This design comes from an exercise in tuning for small area and a short achievable clock period on the open sky130 flow, not from production work.
RTL that was checked went through simulation tests only; none was proved equivalent to the original.
Not every run is shown, and edits may drop behaviour that the tests do not exercise.
For run 2, only the layout was checked, not whether the RTL still works.
No activity file was given, so power comes from the tool's default toggle rates.

`flow/design.v`:
```
module jmb_fifo # (
  parameter pixel_width = 8,
  parameter sl_width = 512
)
(
  enable,
  clock,
  reset_n,
  in,
  out
);
input wire enable;
input wire [pixel_width-1:0] in;
input wire clock;
input wire reset_n;
output wire [pixel_width-1:0] out;
integer i;
reg [pixel_width-1:0] R[sl_width-1:0];
assign out = R[0];
always @(posedge clock) begin
  if(!reset_n) begin
    for(i = 0; i < sl_width; i = i+1) begin
      R[i] <= 0;
    end
  end
  else if(enable) begin
    for(i = 0; i < sl_width-1; i = i+1) begin
      R[i] <= R[i+1];
    end
    R[sl_width-1] <= in;
  end
  else begin
    for(i = 0; i < sl_width; i = i+1) begin
      R[i] <= R[i];
    end
  end
end
endmodule
module jmb_9x9_window #
(
  parameter integer pixel_width = 8,
  parameter integer image_width = 512
)
(
  enable,
  clock,
  reset_n,
  data,
  w00,  w01,  w02,  w03,  w04,  w05,  w06,  w07,  w08,
  w10,  w11,  w12,  w13,  w14,  w15,  w16,  w17,  w18,
  w20,  w21,  w22,  w23,  w24,  w25,  w26,  w27,  w28,
  w30,  w31,  w32,  w33,  w34,  w35,  w36,  w37,  w38,
  w40,  w41,  w42,  w43,  w44,  w45,  w46,  w47,  w48,
  w50,  w51,  w52,  w53,  w54,  w55,  w56,  w57,  w58,
  w60,  w61,  w62,  w63,  w64,  w65,  w66,  w67,  w68,
  w70,  w71,  w72,  w73,  w74,  w75,  w76,  w77,  w78,
  w80,  w81,  w82,  w83,  w84,  w85,  w86,  w87,  w88
);
input wire enable;
input wire clock;
input wire reset_n;
input wire [pixel_width-1:0] data;
output wire [pixel_width-1:0]  w00,  w01,  w02,  w03,  w04,  w05,  w06,  w07,  w08;
output wire [pixel_width-1:0]  w10,  w11,  w12,  w13,  w14,  w15,  w16,  w17,  w18;
output wire [pixel_width-1:0]  w20,  w21,  w22,  w23,  w24,  w25,  w26,  w27,  w28;
output wire [pixel_width-1:0]  w30,  w31,  w32,  w33,  w34,  w35,  w36,  w37,  w38;
output wire [pixel_width-1:0]  w40,  w41,  w42,  w43,  w44,  w45,  w46,  w47,  w48;
output wire [pixel_width-1:0]  w50,  w51,  w52,  w53,  w54,  w55,  w56,  w57,  w58;
output wire [pixel_width-1:0]  w60,  w61,  w62,  w63,  w64,  w65,  w66,  w67,  w68;
output wire [pixel_width-1:0]  w70,  w71,  w72,  w73,  w74,  w75,  w76,  w77,  w78;
output wire [pixel_width-1:0]  w80,  w81,  w82,  w83,  w84,  w85,  w86,  w87,  w88;
reg [pixel_width-1:0] sl0[0:8];
reg [pixel_width-1:0] sl1[0:8];
reg [pixel_width-1:0] sl2[0:8];
reg [pixel_width-1:0] sl3[0:8];
reg [pixel_width-1:0] sl4[0:8];
reg [pixel_width-1:0] sl5[0:8];
reg [pixel_width-1:0] sl6[0:8];
reg [pixel_width-1:0] sl7[0:8];
reg [pixel_width-1:0] sl8[0:8];
wire [pixel_width-1:0] fifo0_out_w;
wire [pixel_width-1:0] fifo1_out_w;
wire [pixel_width-1:0] fifo2_out_w;
wire [pixel_width-1:0] fifo3_out_w;
wire [pixel_width-1:0] fifo4_out_w;
wire [pixel_width-1:0] fifo5_out_w;
wire [pixel_width-1:0] fifo6_out_w;
wire [pixel_width-1:0] fifo7_out_w;
integer i;
assign w00 = sl0[0];
assign w01 = sl0[1];
assign w02 = sl0[2];
assign w03 = sl0[3];
assign w04 = sl0[4];
assign w05 = sl0[5];
assign w06 = sl0[6];
assign w07 = sl0[7];
assign w08 = sl0[8];
assign w10 = sl1[0];
assign w11 = sl1[1];
assign w12 = sl1[2];
assign w13 = sl1[3];
assign w14 = sl1[4];
assign w15 = sl1[5];
assign w16 = sl1[6];
assign w17 = sl1[7];
assign w18 = sl1[8];
assign w20 = sl2[0];
assign w21 = sl2[1];
assign w22 = sl2[2];
assign w23 = sl2[3];
assign w24 = sl2[4];
assign w25 = sl2[5];
assign w26 = sl2[6];
assign w27 = sl2[7];
assign w28 = sl2[8];
assign w30 = sl3[0];
assign w31 = sl3[1];
assign w32 = sl3[2];
assign w33 = sl3[3];
assign w34 = sl3[4];
assign w35 = sl3[5];
assign w36 = sl3[6];
assign w37 = sl3[7];
assign w38 = sl3[8];
assign w40 = sl4[0];
assign w41 = sl4[1];
assign w42 = sl4[2];
assign w43 = sl4[3];
assign w44 = sl4[4];
assign w45 = sl4[5];
assign w46 = sl4[6];
assign w47 = sl4[7];
assign w48 = sl4[8];
assign w50 = sl5[0];
assign w51 = sl5[1];
assign w52 = sl5[2];
assign w53 = sl5[3];
assign w54 = sl5[4];
assign w55 = sl5[5];
assign w56 = sl5[6];
assign w57 = sl5[7];
assign w58 = sl5[8];
assign w60 = sl6[0];
assign w61 = sl6[1];
assign w62 = sl6[2];
assign w63 = sl6[3];
assign w64 = sl6[4];
assign w65 = sl6[5];
assign w66 = sl6[6];
assign w67 = sl6[7];
assign w68 = sl6[8];
assign w70 = sl7[0];
assign w71 = sl7[1];
assign w72 = sl7[2];
assign w73 = sl7[3];
assign w74 = sl7[4];
assign w75 = sl7[5];
assign w76 = sl7[6];
assign w77 = sl7[7];
assign w78 = sl7[8];
assign w80 = sl8[0];
assign w81 = sl8[1];
assign w82 = sl8[2];
assign w83 = sl8[3];
assign w84 = sl8[4];
assign w85 = sl8[5];
assign w86 = sl8[6];
assign w87 = sl8[7];
assign w88 = sl8[8];
jmb_fifo # (
  pixel_width,
  image_width-9
)fifo0( 
  enable,
  clock,
  reset_n,
  w10,
  fifo0_out_w
);
jmb_fifo # (
  pixel_width,
  image_width-9
)fifo1( 
  enable,
  clock,
  reset_n,
  w20,
  fifo1_out_w
);
jmb_fifo # (
  pixel_width,
  image_width-9
)fifo2( 
  enable,
  clock,
  reset_n,
  w30,
  fifo2_out_w
);
jmb_fifo # (
  pixel_width,
  image_width-9
)fifo3( 
  enable,
  clock,
  reset_n,
  w40,
  fifo3_out_w
);
jmb_fifo # (
  pixel_width,
  image_width-9
)fifo4( 
  enable,
  clock,
  reset_n,
  w50,
  fifo4_out_w
);
jmb_fifo # (
  pixel_width,
  image_width-9
)fifo5( 
  enable,
  clock,
  reset_n,
  w60,
  fifo5_out_w
);
jmb_fifo # (
  pixel_width,
  image_width-9
)fifo6( 
  enable,
  clock,
  reset_n,
  w70,
  fifo6_out_w
);
jmb_fifo # (
  pixel_width,
  image_width-9
)fifo7( 
  enable,
  clock,
  reset_n,
  w80,
  fifo7_out_w
);
always @(posedge clock) begin
  if(!reset_n) begin
    for(i = 0; i < 9; i = i+1) begin
      sl0[i] <= 0;
    end
  end
  else if(enable) begin
    for(i = 0; i < 8; i = i+1) begin
      sl0[i] <= sl0[i+1];
    end
    sl0[8] <= fifo0_out_w;
  end
  else begin 
    for(i = 0; i < 9; i = i+1) begin
      sl0[i] <= sl0[i];
    end
  end
end
always @(posedge clock) begin
  if(!reset_n) begin
    for(i = 0; i < 9; i = i+1) begin
      sl1[i] <= 0;
    end
  end
  else if(enable) begin
    for(i = 0; i < 8; i = i+1) begin
      sl1[i] <= sl1[i+1];
    end
    sl1[8] <= fifo1_out_w;
  end
  else begin 
    for(i = 0; i < 9; i = i+1) begin
      sl1[i] <= sl1[i];
    end
  end
end
always @(posedge clock) begin
  if(!reset_n) begin
    for(i = 0; i < 9; i = i+1) begin
      sl2[i] <= 0;
    end
  end
  else if(enable) begin
    for(i = 0; i < 8; i = i+1) begin
      sl2[i] <= sl2[i+1];
    end
    sl2[8] <= fifo2_out_w;
  end
  else begin 
    for(i = 0; i < 9; i = i+1) begin
      sl2[i] <= sl2[i];
    end
  end
end
always @(posedge clock) begin
  if(!reset_n) begin
    for(i = 0; i < 9; i = i+1) begin
      sl3[i] <= 0;
    end
  end
  else if(enable) begin
    for(i = 0; i < 8; i = i+1) begin
      sl3[i] <= sl3[i+1];
    end
    sl3[8] <= fifo3_out_w;
  end
  else begin 
    for(i = 0; i < 9; i = i+1) begin
      sl3[i] <= sl3[i];
    end
  end
end
always @(posedge clock) begin
  if(!reset_n) begin
    for(i = 0; i < 9; i = i+1) begin
      sl4[i] <= 0;
    end
  end
  else if(enable) begin
    for(i = 0; i < 8; i = i+1) begin
      sl4[i] <= sl4[i+1];
    end
    sl4[8] <= fifo4_out_w;
  end
  else begin 
    for(i = 0; i < 9; i = i+1) begin
      sl4[i] <= sl4[i];
    end
  end
end
always @(posedge clock) begin
  if(!reset_n) begin
    for(i = 0; i < 9; i = i+1) begin
      sl5[i] <= 0;
    end
  end
  else if(enable) begin
    for(i = 0; i < 8; i = i+1) begin
      sl5[i] <= sl5[i+1];
    end
    sl5[8] <= fifo5_out_w;
  end
  else begin 
    for(i = 0; i < 9; i = i+1) begin
      sl5[i] <= sl5[i];
    end
  end
end
always @(posedge clock) begin
  if(!reset_n) begin
    for(i = 0; i < 9; i = i+1) begin
      sl6[i] <= 0;
    end
  end
  else if(enable) begin
    for(i = 0; i < 8; i = i+1) begin
      sl6[i] <= sl6[i+1];
    end
    sl6[8] <= fifo6_out_w;
  end
  else begin 
    for(i = 0; i < 9; i = i+1) begin
      sl6[i] <= sl6[i];
    end
  end
end
always @(posedge clock) begin
  if(!reset_n) begin
    for(i = 0; i < 9; i = i+1) begin
      sl7[i] <= 0;
    end
  end
  else if(enable) begin
    for(i = 0; i < 8; i = i+1) begin
      sl7[i] <= sl7[i+1];
    end
    sl7[8] <= fifo7_out_w;
  end
  else begin 
    for(i = 0; i < 9; i = i+1) begin
      sl7[i] <= sl7[i];
    end
  end
end
always @(posedge clock) begin
  if(!reset_n) begin
    for(i = 0; i < 9; i = i+1) begin
      sl8[i] <= 0;
    end
  end
  else if(enable) begin
    for(i = 0; i < 8; i = i+1) begin
      sl8[i] <= sl8[i+1];
    end
    sl8[8] <= data;
  end
  else begin 
    for(i = 0; i < 9; i = i+1) begin
      sl8[i] <= sl8[i];
    end
  end
end
endmodule
module jmb_9x9_filter #
(
  parameter integer pixel_width = 8,
  parameter integer image_width = 64,
  parameter integer signed A = -40,
  parameter integer signed B = -24,
  parameter integer signed C = -12,
  parameter integer signed D = 0,
  parameter integer signed E = 3,
  parameter integer signed F = 5,
  parameter integer signed G = 5,
  parameter integer signed H = 5,
  parameter integer signed I = 4,
  parameter integer signed J = 2,
  parameter integer signed K = 2,
  parameter integer signed L = 2,
  parameter integer signed M = 1,
  parameter integer signed N = 1,
  parameter integer signed O = 0,
  parameter integer shift = 0,
  parameter integer offset = 128
)
(
  valid_in,
  ready_in,
  clock,
  reset_n,
  data_in,
  valid_out,
  ready_out,
  data_out
);
input wire valid_in;
input wire ready_in;
input wire clock;
input wire reset_n;
input [pixel_width-1:0] data_in;
output wire [pixel_width-1:0] data_out;
output wire valid_out;
output wire ready_out;
wire signed [pixel_width:0]  w00,  w01,  w02,  w03,  w04,  w05,  w06,  w07,  w08;
wire signed [pixel_width:0]  w10,  w11,  w12,  w13,  w14,  w15,  w16,  w17,  w18;
wire signed [pixel_width:0]  w20,  w21,  w22,  w23,  w24,  w25,  w26,  w27,  w28;
wire signed [pixel_width:0]  w30,  w31,  w32,  w33,  w34,  w35,  w36,  w37,  w38;
wire signed [pixel_width:0]  w40,  w41,  w42,  w43,  w44,  w45,  w46,  w47,  w48;
wire signed [pixel_width:0]  w50,  w51,  w52,  w53,  w54,  w55,  w56,  w57,  w58;
wire signed [pixel_width:0]  w60,  w61,  w62,  w63,  w64,  w65,  w66,  w67,  w68;
wire signed [pixel_width:0]  w70,  w71,  w72,  w73,  w74,  w75,  w76,  w77,  w78;
wire signed [pixel_width:0]  w80,  w81,  w82,  w83,  w84,  w85,  w86,  w87,  w88;
wire enable;
reg [pixel_width-1:0] data_out_r;
reg valid_out_r;
reg ready_out_r;
integer signed sum_a;
integer signed sum_b;
integer signed sum_c;
integer signed sum_d;
integer signed sum_e;
integer signed sum_f;
integer signed sum_g;
integer signed sum_h;
integer signed sum_i;
integer signed sum_j;
integer signed sum_k;
integer signed sum_l;
integer signed sum_m;
integer signed sum_n;
integer signed sum_o;
reg signed [63:0] sum_total_1;
reg signed [63:0] sum_total_2;
reg signed [63:0] sum_total_3;
reg signed [63:0] sum_total_4;
reg signed [63:0] sum_total_5;
reg signed [63:0] sum_total_6;
assign data_out = data_out_r;
assign valid_out = valid_out_r;
assign ready_out = ready_out_r;
assign enable = ready_in & valid_in;
assign w00[8] = 1'b0;
assign w01[8] = 1'b0;
assign w02[8] = 1'b0;
assign w03[8] = 1'b0;
assign w04[8] = 1'b0;
assign w05[8] = 1'b0;
assign w06[8] = 1'b0;
assign w07[8] = 1'b0;
assign w08[8] = 1'b0;
assign w10[8] = 1'b0;
assign w11[8] = 1'b0;
assign w12[8] = 1'b0;
assign w13[8] = 1'b0;
assign w14[8] = 1'b0;
assign w15[8] = 1'b0;
assign w16[8] = 1'b0;
assign w17[8] = 1'b0;
assign w18[8] = 1'b0;
assign w20[8] = 1'b0;
assign w21[8] = 1'b0;
assign w22[8] = 1'b0;
assign w23[8] = 1'b0;
assign w24[8] = 1'b0;
assign w25[8] = 1'b0;
assign w26[8] = 1'b0;
assign w27[8] = 1'b0;
assign w28[8] = 1'b0;
assign w30[8] = 1'b0;
assign w31[8] = 1'b0;
assign w32[8] = 1'b0;
assign w33[8] = 1'b0;
assign w34[8] = 1'b0;
assign w35[8] = 1'b0;
assign w36[8] = 1'b0;
assign w37[8] = 1'b0;
assign w38[8] = 1'b0;
assign w40[8] = 1'b0;
assign w41[8] = 1'b0;
assign w42[8] = 1'b0;
assign w43[8] = 1'b0;
assign w44[8] = 1'b0;
assign w45[8] = 1'b0;
assign w46[8] = 1'b0;
assign w47[8] = 1'b0;
assign w48[8] = 1'b0;
assign w50[8] = 1'b0;
assign w51[8] = 1'b0;
assign w52[8] = 1'b0;
assign w53[8] = 1'b0;
assign w54[8] = 1'b0;
assign w55[8] = 1'b0;
assign w56[8] = 1'b0;
assign w57[8] = 1'b0;
assign w58[8] = 1'b0;
assign w60[8] = 1'b0;
assign w61[8] = 1'b0;
assign w62[8] = 1'b0;
assign w63[8] = 1'b0;
assign w64[8] = 1'b0;
assign w65[8] = 1'b0;
assign w66[8] = 1'b0;
assign w67[8] = 1'b0;
assign w68[8] = 1'b0;
assign w70[8] = 1'b0;
assign w71[8] = 1'b0;
assign w72[8] = 1'b0;
assign w73[8] = 1'b0;
assign w74[8] = 1'b0;
assign w75[8] = 1'b0;
assign w76[8] = 1'b0;
assign w77[8] = 1'b0;
assign w78[8] = 1'b0;
assign w80[8] = 1'b0;
assign w81[8] = 1'b0;
assign w82[8] = 1'b0;
assign w83[8] = 1'b0;
assign w84[8] = 1'b0;
assign w85[8] = 1'b0;
assign w86[8] = 1'b0;
assign w87[8] = 1'b0;
assign w88[8] = 1'b0;
jmb_9x9_window #(
  pixel_width,
  image_width
) window (
  enable,
  clock,
  reset_n,
  data_in,
  w00[7:0], w01[7:0], w02[7:0], w03[7:0], w04[7:0], w05[7:0], w06[7:0], w07[7:0], w08[7:0],
  w10[7:0], w11[7:0], w12[7:0], w13[7:0], w14[7:0], w15[7:0], w16[7:0], w17[7:0], w18[7:0],
  w20[7:0], w21[7:0], w22[7:0], w23[7:0], w24[7:0], w25[7:0], w26[7:0], w27[7:0], w28[7:0],
  w30[7:0], w31[7:0], w32[7:0], w33[7:0], w34[7:0], w35[7:0], w36[7:0], w37[7:0], w38[7:0],
  w40[7:0], w41[7:0], w42[7:0], w43[7:0], w44[7:0], w45[7:0], w46[7:0], w47[7:0], w48[7:0],
  w50[7:0], w51[7:0], w52[7:0], w53[7:0], w54[7:0], w55[7:0], w56[7:0], w57[7:0], w58[7:0],
  w60[7:0], w61[7:0], w62[7:0], w63[7:0], w64[7:0], w65[7:0], w66[7:0], w67[7:0], w68[7:0],
  w70[7:0], w71[7:0], w72[7:0], w73[7:0], w74[7:0], w75[7:0], w76[7:0], w77[7:0], w78[7:0],
  w80[7:0], w81[7:0], w82[7:0], w83[7:0], w84[7:0], w85[7:0], w86[7:0], w87[7:0], w88[7:0]
);
always @(posedge clock) begin
  if(!reset_n) begin
    valid_out_r <= 0;
  end
  else begin
    valid_out_r <= valid_in;
  end
end
always @(posedge clock) begin
  if(!reset_n) begin
    ready_out_r <= 0;
  end
  else begin
    ready_out_r <= ready_in;
  end
end
always @(posedge clock) begin
  if(!reset_n) begin
    data_out_r = 0;
    sum_a = 0;
    sum_b = 0;
    sum_c = 0;
    sum_d = 0;
    sum_e = 0;
    sum_f = 0;
    sum_g = 0;
    sum_h = 0;
    sum_i = 0;
    sum_j = 0;
    sum_k = 0;
    sum_l = 0;
    sum_m = 0;
    sum_n = 0;
    sum_o = 0;
    sum_total_1 = 0;
    sum_total_2 = 0;
    sum_total_3 = 0;
    sum_total_4 = 0;
    sum_total_5 = 0;
    sum_total_6 = 0;
  end
  else if(valid_in && ready_in) begin
    sum_a = A*(w44);
    sum_b = B*(w34+w43+w45+w54);
    sum_c = C*(w33+w35+w53+w55);
    sum_d = D*(w24+w42+w46+w64);
    sum_e = E*(w23+w25+w32+w36+w52+w56+w63+w65);
    sum_f = F*(w22+w26+w62+w66);
    sum_g = G*(w14+w41+w47+w74);
    sum_h = H*(w13+w15+w31+w37+w51+w57+w73+w75);
    sum_i = I*(w12+w16+w21+w27+w61+w67+w72+w76);
    sum_j = J*(w11+w17+w71+w77);
    sum_k = K*(w04+w40+w48+w84);
    sum_l = L*(w03+w05+w30+w38+w50+w58+w83+w85);
    sum_m = M*(w02+w06+w20+w28+w60+w68+w82+w86);
    sum_n = N*(w01+w07+w10+w18+w70+w78+w81+w87);
    sum_o = O*(w00+w08+w80+w88);
    sum_total_1 = sum_a+sum_b+sum_c+sum_d;
    sum_total_2 = sum_e+sum_f+sum_g+sum_h;
    sum_total_3 = sum_i+sum_j+sum_k+sum_l;
    sum_total_4 = sum_m+sum_n+sum_o;
    sum_total_5 = sum_total_1+sum_total_2+sum_total_3+sum_total_4;
    sum_total_6 = (sum_total_5 >>> shift) + offset;
    if(sum_total_6[63] == 1'b1) begin
      data_out_r = 8'h0;
    end 
    else if(sum_total_6[62:8] && 1) begin
      data_out_r = 8'hFF;
    end
    else begin
      data_out_r = sum_total_6[7:0];
    end
  end
  else begin
    data_out_r = data_out_r;
  end
end
endmodule
```
`flow/run.sh`:
```
#!/bin/bash
# synth_recipe.tcl (not shown) runs the flow's synth.tcl, then flattens the netlist and writes it again
# the make line also repeats each setting of config.mk as NAME=value (left out here)
make -C /OpenROAD-flow-scripts/flow DESIGN_CONFIG=/design/flow/config.mk WORK_HOME=/design/flow/orfs CLKGATE_MAP_FILE= SYNTH_SCRIPT=/design/flow/synth_recipe.tcl finish
```
`flow/config.mk`:
```
export PLATFORM = sky130hd
export DESIGN_NAME = jmb_9x9_filter
export DESIGN_NICKNAME = jmb_9x9_filter
export VERILOG_FILES = /design/flow/design.v
export SDC_FILE = /design/flow/constraint.sdc
export NUM_CORES = 4
export LEC_CHECK = 0
export CAP_MARGIN = 20
export CORE_MARGIN = 2
export CORE_UTILIZATION = 40
export SLEW_MARGIN = 20
```
`flow/constraint.sdc`:
```
create_clock -name core_clock -period 12.5 [get_ports {clock}]
set_input_delay 2.5000 -clock core_clock [delete_from_list [all_inputs] [get_ports {clock}]]
set_output_delay 2.5000 -clock core_clock [all_outputs]
set_load 0.01 [all_outputs]
```
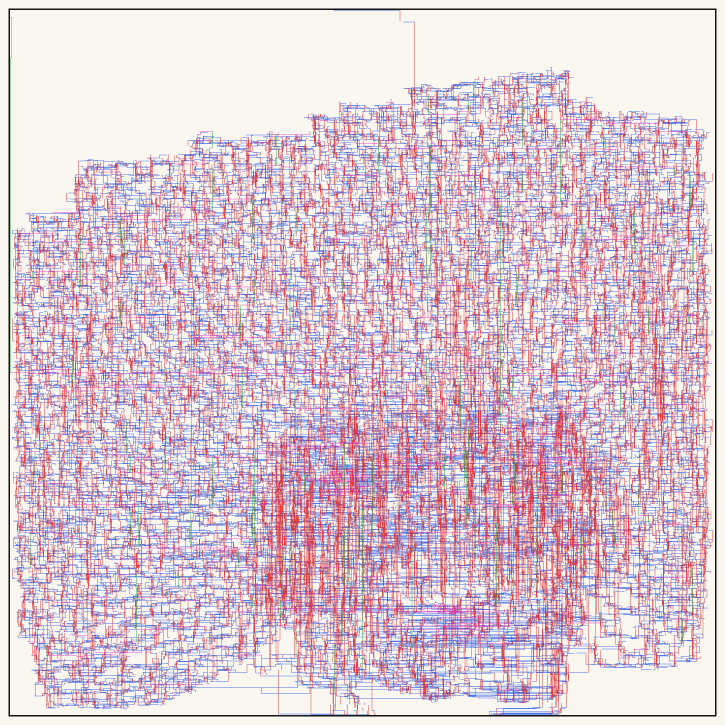
Run 1: metal layers overlaid
Blue shows M1, wire length 168 mm. Red shows M2, wire length 155 mm. Green shows M4, wire length 7,200 um. Magenta shows M3, wire length 9,410 um.
WL final: 339,000 um
vias after detailed routing: 121,000
Total GRT Usage: 0.151

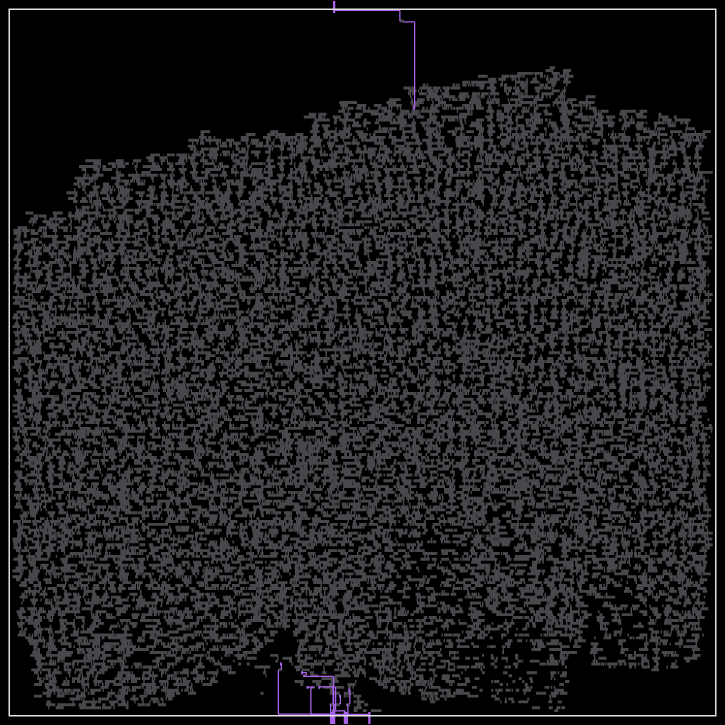
Run 1: port wiring
Purple shows `data_in`, bits 8, direction input, edge 7 south, 1 north, end cells 8, buffers 8, wire 539 um.
# IOs: 22
buffers added on ports: 21

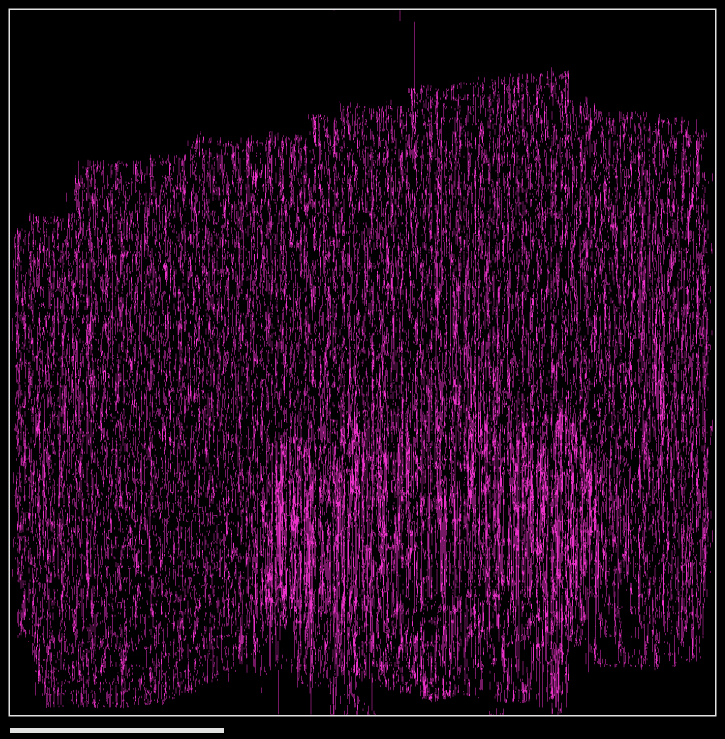
Run 1: M2 wires
The bar under the picture is 200 um long.
The layer holds 46% of the routed length. The layer carries 155 mm of wire. The wires run mostly vertical.
met2 Usage GRT: 0.247

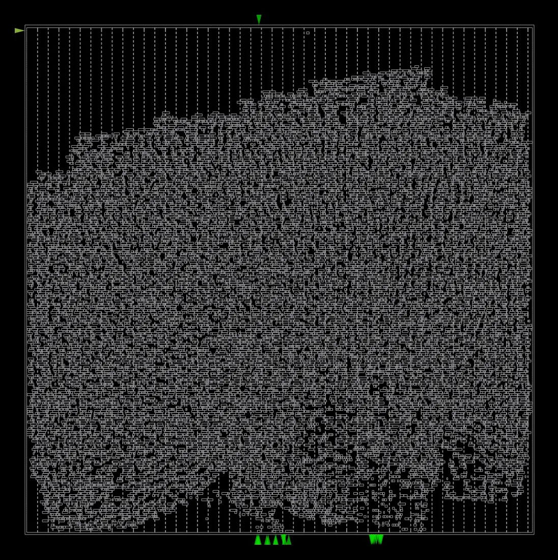
Run 1: placement view
Post-Layout Cell Count: 25,300
fillers: 42,500
core occupancy in the finished layout: 0.444

==> out/metrics.yaml, run 1 <==
setup_path:
  cp.depth: 38
  worst_setup_path_end_kind: "flip-flop"
  regToRegSetupSlack_ns: 0.53
  startpoint: "window.sl5[7][2]"
  path_max_fanout: 8
  critical_path.max_stage_delay_ns: 0.64
  critical_path.slowest_cell: "or4b_2"
placed_design:
  hpwl_um: 200000
  dp_cells: 24500
logic_synthesis:
  synth_compound_area_frac: 0.192
  yosysTopAreaCell: "dfxtp_1"
  syn_inst: 20100
  netlist_area_um2: 172000
  synth_nets: 20900
  synth_top_family_by_area: "compound AO/OA/AOI/OAI gates"
layout:
  area_delta_synth_final_pct: 10.6
  seq_cell_count: 4170
  layout_commonest_cell: "nand2_1"
  stdcell_area_um2: 190000
  multi_input_area_share: 0.424
  sh_seq_area: 0.440
  n_all_inverters: 672
  fin_nets: 20100
cts:
  hold_buffers: 0
  postCtsSetupRepairBufs: 0
job:
  maxCapViolCount: 0
global_route:
  antenna_found_initial: 1
  grt_max_degree: 276
  gr-max-usage-layer: "met2"
power:
  p_sw_w: 0.00601
  p_seq_w: 0.0133
  p_int_w: 0.0212
die:
  fp.dieW_um: 659
  core_area_um2: 427000
timing:
  rsz0062_at_grt: "false"
  timing.hold.ws_ns: 0.420
hold_path:
  min_from: "window.fifo2.R[12][5]"
routing:
  wl_met1_um: 168000
  initialDrtViolationCount: 8015
run_status:
  outcome: "no timing/DRC/antenna violations"
## Run 2: large edit since run 1, in outline
flow/design.v: 668 -> 2673 lines; modules unchanged: 0
  jmb_fifo: edited, 38 -> 16 lines
  jmb_9x9_window: edited, 375 -> 86 lines
  jmb_9x9_filter: edited, 255 -> 2571 lines
==> module jmb_fifo as of run 2 <==
module jmb_fifo #(
  parameter integer pixel_width = 8,
  parameter integer depth = 55
) (
  input  wire ld,
  input  wire hd,
  input  wire clock,
  input  wire [pixel_width-1:0] in,
  output wire [pixel_width*depth-1:0] taps
);
  reg [pixel_width*depth-1:0] r;
  wire [pixel_width*depth-1:0] d = {r[pixel_width*(depth-1)-1:0], in};
  always @(posedge clock)
    r <= ({pixel_width*depth{ld}} & d) | ({pixel_width*depth{hd}} & r);
  assign taps = r;
endmodule
==> module jmb_9x9_window as of run 2 <==
module jmb_9x9_window #(
  parameter integer pixel_width = 8
) (
  input  wire ld,
  input  wire hd,
  input  wire clock,
  input  wire [pixel_width-1:0] data,
  output wire [pixel_width*73-1:0] taps
);
  wire [pixel_width*519-1:0] q;
  jmb_fifo #(.pixel_width(pixel_width), .depth(519)) line (
    .ld(ld), .hd(hd), .clock(clock), .in(data), .taps(q));
  assign taps[0*pixel_width +: pixel_width] = q[0*pixel_width +: pixel_width];
  assign taps[1*pixel_width +: pixel_width] = q[1*pixel_width +: pixel_width];
  assign taps[2*pixel_width +: pixel_width] = q[2*pixel_width +: pixel_width];
  assign taps[3*pixel_width +: pixel_width] = q[3*pixel_width +: pixel_width];
  assign taps[4*pixel_width +: pixel_width] = q[4*pixel_width +: pixel_width];
  assign taps[5*pixel_width +: pixel_width] = q[5*pixel_width +: pixel_width];
  assign taps[6*pixel_width +: pixel_width] = q[6*pixel_width +: pixel_width];
  assign taps[7*pixel_width +: pixel_width] = q[63*pixel_width +: pixel_width];
  assign taps[8*pixel_width +: pixel_width] = q[64*pixel_width +: pixel_width];
  assign taps[9*pixel_width +: pixel_width] = q[65*pixel_width +: pixel_width];
  assign taps[10*pixel_width +: pixel_width] = q[66*pixel_width +: pixel_width];
  assign taps[11*pixel_width +: pixel_width] = q[67*pixel_width +: pixel_width];
  assign taps[12*pixel_width +: pixel_width] = q[68*pixel_width +: pixel_width];
  assign taps[13*pixel_width +: pixel_width] = q[69*pixel_width +: pixel_width];
  assign taps[14*pixel_width +: pixel_width] = q[70*pixel_width +: pixel_width];
  assign taps[15*pixel_width +: pixel_width] = q[71*pixel_width +: pixel_width];
  assign taps[16*pixel_width +: pixel_width] = q[127*pixel_width +: pixel_width];
  assign taps[17*pixel_width +: pixel_width] = q[128*pixel_width +: pixel_width];
  assign taps[18*pixel_width +: pixel_width] = q[129*pixel_width +: pixel_width];
  assign taps[19*pixel_width +: pixel_width] = q[130*pixel_width +: pixel_width];
  assign taps[20*pixel_width +: pixel_width] = q[132*pixel_width +: pixel_width];
  assign taps[21*pixel_width +: pixel_width] = q[133*pixel_width +: pixel_width];
  assign taps[22*pixel_width +: pixel_width] = q[134*pixel_width +: pixel_width];
  assign taps[23*pixel_width +: pixel_width] = q[135*pixel_width +: pixel_width];
  assign taps[24*pixel_width +: pixel_width] = q[191*pixel_width +: pixel_width];
  assign taps[25*pixel_width +: pixel_width] = q[192*pixel_width +: pixel_width];
  assign taps[26*pixel_width +: pixel_width] = q[193*pixel_width +: pixel_width];
  assign taps[27*pixel_width +: pixel_width] = q[194*pixel_width +: pixel_width];
  assign taps[28*pixel_width +: pixel_width] = q[195*pixel_width +: pixel_width];
  assign taps[29*pixel_width +: pixel_width] = q[196*pixel_width +: pixel_width];
  assign taps[30*pixel_width +: pixel_width] = q[197*pixel_width +: pixel_width];
  assign taps[31*pixel_width +: pixel_width] = q[198*pixel_width +: pixel_width];
  assign taps[32*pixel_width +: pixel_width] = q[199*pixel_width +: pixel_width];
  assign taps[33*pixel_width +: pixel_width] = q[255*pixel_width +: pixel_width];
  assign taps[34*pixel_width +: pixel_width] = q[256*pixel_width +: pixel_width];
  assign taps[35*pixel_width +: pixel_width] = q[258*pixel_width +: pixel_width];
  assign taps[36*pixel_width +: pixel_width] = q[259*pixel_width +: pixel_width];
  assign taps[37*pixel_width +: pixel_width] = q[260*pixel_width +: pixel_width];
  assign taps[38*pixel_width +: pixel_width] = q[262*pixel_width +: pixel_width];
  assign taps[39*pixel_width +: pixel_width] = q[263*pixel_width +: pixel_width];
  assign taps[40*pixel_width +: pixel_width] = q[319*pixel_width +: pixel_width];
  assign taps[41*pixel_width +: pixel_width] = q[320*pixel_width +: pixel_width];
  assign taps[42*pixel_width +: pixel_width] = q[321*pixel_width +: pixel_width];
  assign taps[43*pixel_width +: pixel_width] = q[322*pixel_width +: pixel_width];
  assign taps[44*pixel_width +: pixel_width] = q[323*pixel_width +: pixel_width];
  assign taps[45*pixel_width +: pixel_width] = q[324*pixel_width +: pixel_width];
  assign taps[46*pixel_width +: pixel_width] = q[325*pixel_width +: pixel_width];
  assign taps[47*pixel_width +: pixel_width] = q[326*pixel_width +: pixel_width];
  assign taps[48*pixel_width +: pixel_width] = q[327*pixel_width +: pixel_width];
  assign taps[49*pixel_width +: pixel_width] = q[383*pixel_width +: pixel_width];
  assign taps[50*pixel_width +: pixel_width] = q[384*pixel_width +: pixel_width];
  assign taps[51*pixel_width +: pixel_width] = q[385*pixel_width +: pixel_width];
  assign taps[52*pixel_width +: pixel_width] = q[386*pixel_width +: pixel_width];
  assign taps[53*pixel_width +: pixel_width] = q[388*pixel_width +: pixel_width];
  assign taps[54*pixel_width +: pixel_width] = q[389*pixel_width +: pixel_width];
  assign taps[55*pixel_width +: pixel_width] = q[390*pixel_width +: pixel_width];
  assign taps[56*pixel_width +: pixel_width] = q[391*pixel_width +: pixel_width];
  assign taps[57*pixel_width +: pixel_width] = q[447*pixel_width +: pixel_width];
  assign taps[58*pixel_width +: pixel_width] = q[448*pixel_width +: pixel_width];
  assign taps[59*pixel_width +: pixel_width] = q[449*pixel_width +: pixel_width];
  assign taps[60*pixel_width +: pixel_width] = q[450*pixel_width +: pixel_width];
  assign taps[61*pixel_width +: pixel_width] = q[451*pixel_width +: pixel_width];
  assign taps[62*pixel_width +: pixel_width] = q[452*pixel_width +: pixel_width];
  assign taps[63*pixel_width +: pixel_width] = q[453*pixel_width +: pixel_width];
  assign taps[64*pixel_width +: pixel_width] = q[454*pixel_width +: pixel_width];
  assign taps[65*pixel_width +: pixel_width] = q[455*pixel_width +: pixel_width];
  assign taps[66*pixel_width +: pixel_width] = q[512*pixel_width +: pixel_width];
  assign taps[67*pixel_width +: pixel_width] = q[513*pixel_width +: pixel_width];
  assign taps[68*pixel_width +: pixel_width] = q[514*pixel_width +: pixel_width];
  assign taps[69*pixel_width +: pixel_width] = q[515*pixel_width +: pixel_width];
  assign taps[70*pixel_width +: pixel_width] = q[516*pixel_width +: pixel_width];
  assign taps[71*pixel_width +: pixel_width] = q[517*pixel_width +: pixel_width];
  assign taps[72*pixel_width +: pixel_width] = q[518*pixel_width +: pixel_width];
endmodule
==> run 2 against run 1 <==
Compared with the run above: area after synthesis decreased by 17%; highest routed layer unchanged; cell count is 37% lower; clock power decreased by 4%; synthesized cell count is 44% lower; hold slack got worse by 0.0017 ns; first-iteration DRC count decreased by 26%; largest power group unchanged; still clean on timing, DRC and antenna; non-clock buffer count is 35 lower; flip-flop and latch count rose by 48; global-route usage is 0.26 points higher; utilization up 0.78 points; register-to-register slack better by 6.2 ns.
==> out/metrics.yaml, run 2 <==
placed_design:
  io_buffers: 21  # unchanged
  hpwl_um: 172000  # -14%
  dp_cells: 15100  # -38%
setup_path:
  crit_top_cell: "fa_1"
  critical_path.max_stage_delay_ns: 0.65  # about the same
  timing.critical_path.buf_inv: 3
  worstSetupEndpoint: "p[40]"
  critical_path.cell_chain: "fa_1 -> inv_1 -> fa_1 -> inv_1 -> fa_1 -> fa_1 -> inv_1 -> fa_1 -> fa_1 -> fa_1 -> fa_1 -> fa_1 -> a22o_1"
  crit_type: "reg2reg"
  startpoint: "window.line.r[2074]"
  path_max_fanout: 4  # -4
  regToRegSetupSlack_ns: 6.78  # +6.25 ns
  worst_setup_path_end_kind: "flip-flop"
  cp.depth: 13  # -66%
  timing.rr.start: "window.line.r[2074]"
  critical_path.slowest_cell: "fa_1"
layout:
  n_all_inverters: 818  # +22%
  stdcell_area_um2: 159000  # -16%
  fin_nets: 11500  # -43%
  nMultiInputCombCells: 5248
  non_clock_buffer_count: 88
  layout_commonest_cell: "dfxtp_1"
  drive_gt1_frac: 0.0692
  seq_cell_count: 4218  # +1.2%
  fillers: 31400  # -26%
  multi_input_area_share: 0.318  # -0.105
  area_delta_synth_final_pct: 12.4
timing:
  timing.hold.ws_ns: 0.418  # -0.00165 ns
  setup_ws_ns: 6.78
  period_minus_slack_ns: 5.72
  finalMaxSlewViolations: 0
  rsz0062_at_grt: "false"
  finalSetupTns_ns: 0
  clock_skew_ns: 0.0625
  finalCritPeriodShare: 0.458
logic_synthesis:
  synthMuxAreaShare: 0.0000706
  synth_seq_cells: 4218
  syn_inst: 11200  # -44%
  synth_top_family_by_area: "compound AO/OA/AOI/OAI gates"
  netlist_area_um2: 142000  # -17%
  synth_compound_area_frac: 0.256  # +0.0647
  synthTopCellsByArea: "dfxtp_1, a22o_1, fa_1, clkbuf_1, inv_1"
  ys_async_sr_fraction: 0
  yosysTopAreaCell: "dfxtp_1"
  synthAdderAreaFrac: 0.0914
  synth-xor-area-share: 0.00111
  synth_cell_type_count: 48
  synth_nets: 11900  # -43%
die:
  rows: 218
  die_height_um: 599
  fp.dieW_um: 599  # -9.1%
  die_area_um2: 359000
  ioPinCount: 22  # unchanged
routing:
  initialDrtViolationCount: 5966  # -26%
  drc_errors: 0
  detail-route-antenna-nets: 0
  drt-total-wl_um: 284000  # -16%
  via_per_inst: 5.28
  wl_met3_um: 9380
  wl_met1_um: 137000  # -18%
power:
  p_int_w: 0.0209  # -1.3%
  power.leakage_nw: 62.6
  p_clk_w: 0.0126
  swShare: 0.217
  clkPwrFrac: 0.473
  p_sw_w: 0.00579  # -3.5%
run_status:
  outcome: "no timing/DRC/antenna violations"
global_route:
  gr-max-usage-layer: "met2"
  grt_max_degree: 253  # -8.3%
  grt_pass1_wl_um: 460000
  met2_usage: 0.243  # -0.00416
  antenna_found_initial: 1  # unchanged
  gr-usage-met1: 0.218
cts:
  clock-root-buffer: "clkbuf_16"
  postCtsSetupRepairBufs: 0  # unchanged
  hold_buffers: 0  # unchanged
job:
  maxCapViolCount: 0  # unchanged
hold_path:
  min_path_cells: 1
  min_from: "window.line.r[681]"
  holdCritPathClass: "reg2reg"
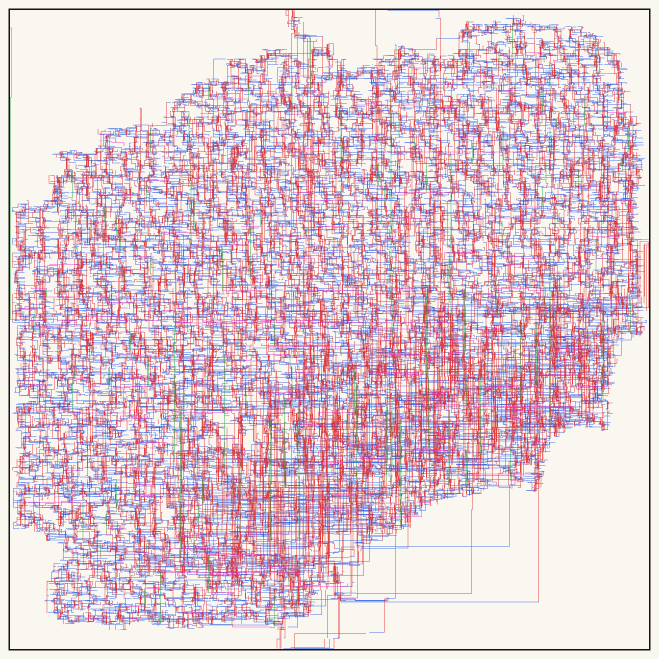
Run 2: metal layers overlaid
Magenta shows M3, wire length 9,380 um. Blue shows M1, wire length 137 mm. Green shows M4, wire length 7,710 um. Red shows M2, wire length 130 mm.
vias after detailed routing: 83,700
Total GRT Usage: 0.154
WL per Instance: 17.9 um

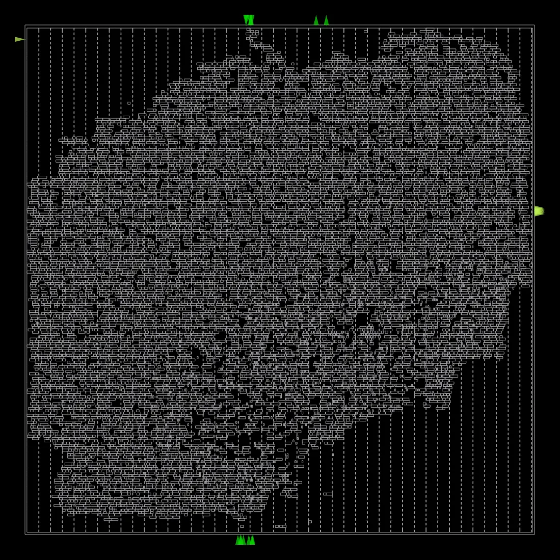
Run 2: placement view
core occupancy in the finished layout: 0.452
Post-Layout Cell Count: 15,900
# Taps: 4,730
Core ar.: 353,000 um2

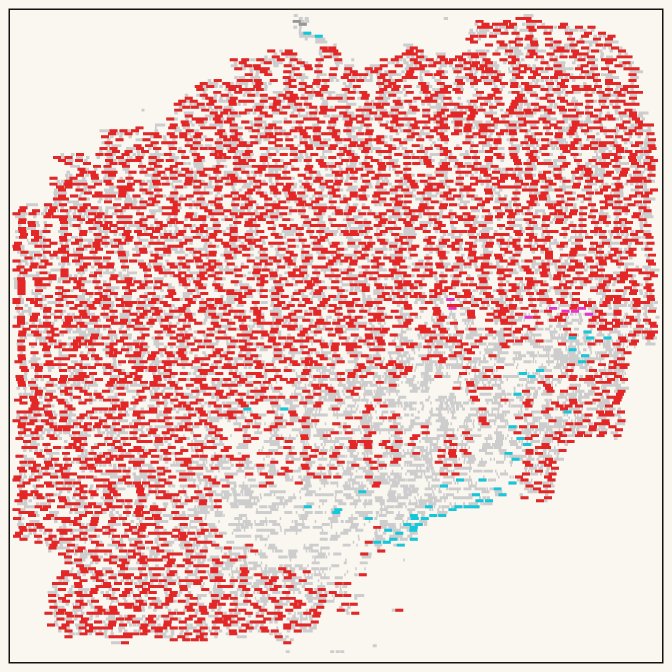
Run 2: where the registers sit
Other sequential cells in the stronger grey, the rest of the logic in the fainter grey.
Cyan shows `p`, placed flops 56. Magenta shows `data_out_r`, placed flops 8, where east. Red shows `window.line.r`, placed flops 4,152, where spread over the die.
Another 2 sequential cells are not coloured.
seq pwr: 0.0135 W
FF+latch area: 84,400 um2
fraction of area in registers: 0.530

[re-timing with driven ports]
How much do the figures lean on ideal ports? The routed layouts below were timed once more, with nothing changed but the port constraints. Step 1: set_driving_cell puts a clkbuf_16 on clock and a buf_2 on each other input, an assumption about the parent block. Step 2 times the ports against the registers' clock, not the clock port: input delays grow and output delays shrink by t, the midpoint of the rising clock arrivals with the driver on. Three values: no drivers, after step 1, after step 2; two values: the first two.
run | t (ns) | slack for setup (ns) | worst slew at a driven data input, ns
run 1 | 1.054 | 0.532 / 0.532 / 0.532 | 0.08
run 2 | 1.015 | 6.779 / 6.779 / 6.332 | 0.06
After both steps setup and hold are still met in every run listed. The setup slack of run 2, which loses most, moves by 0.000 ns with the drivers and by -0.447 ns with both steps.
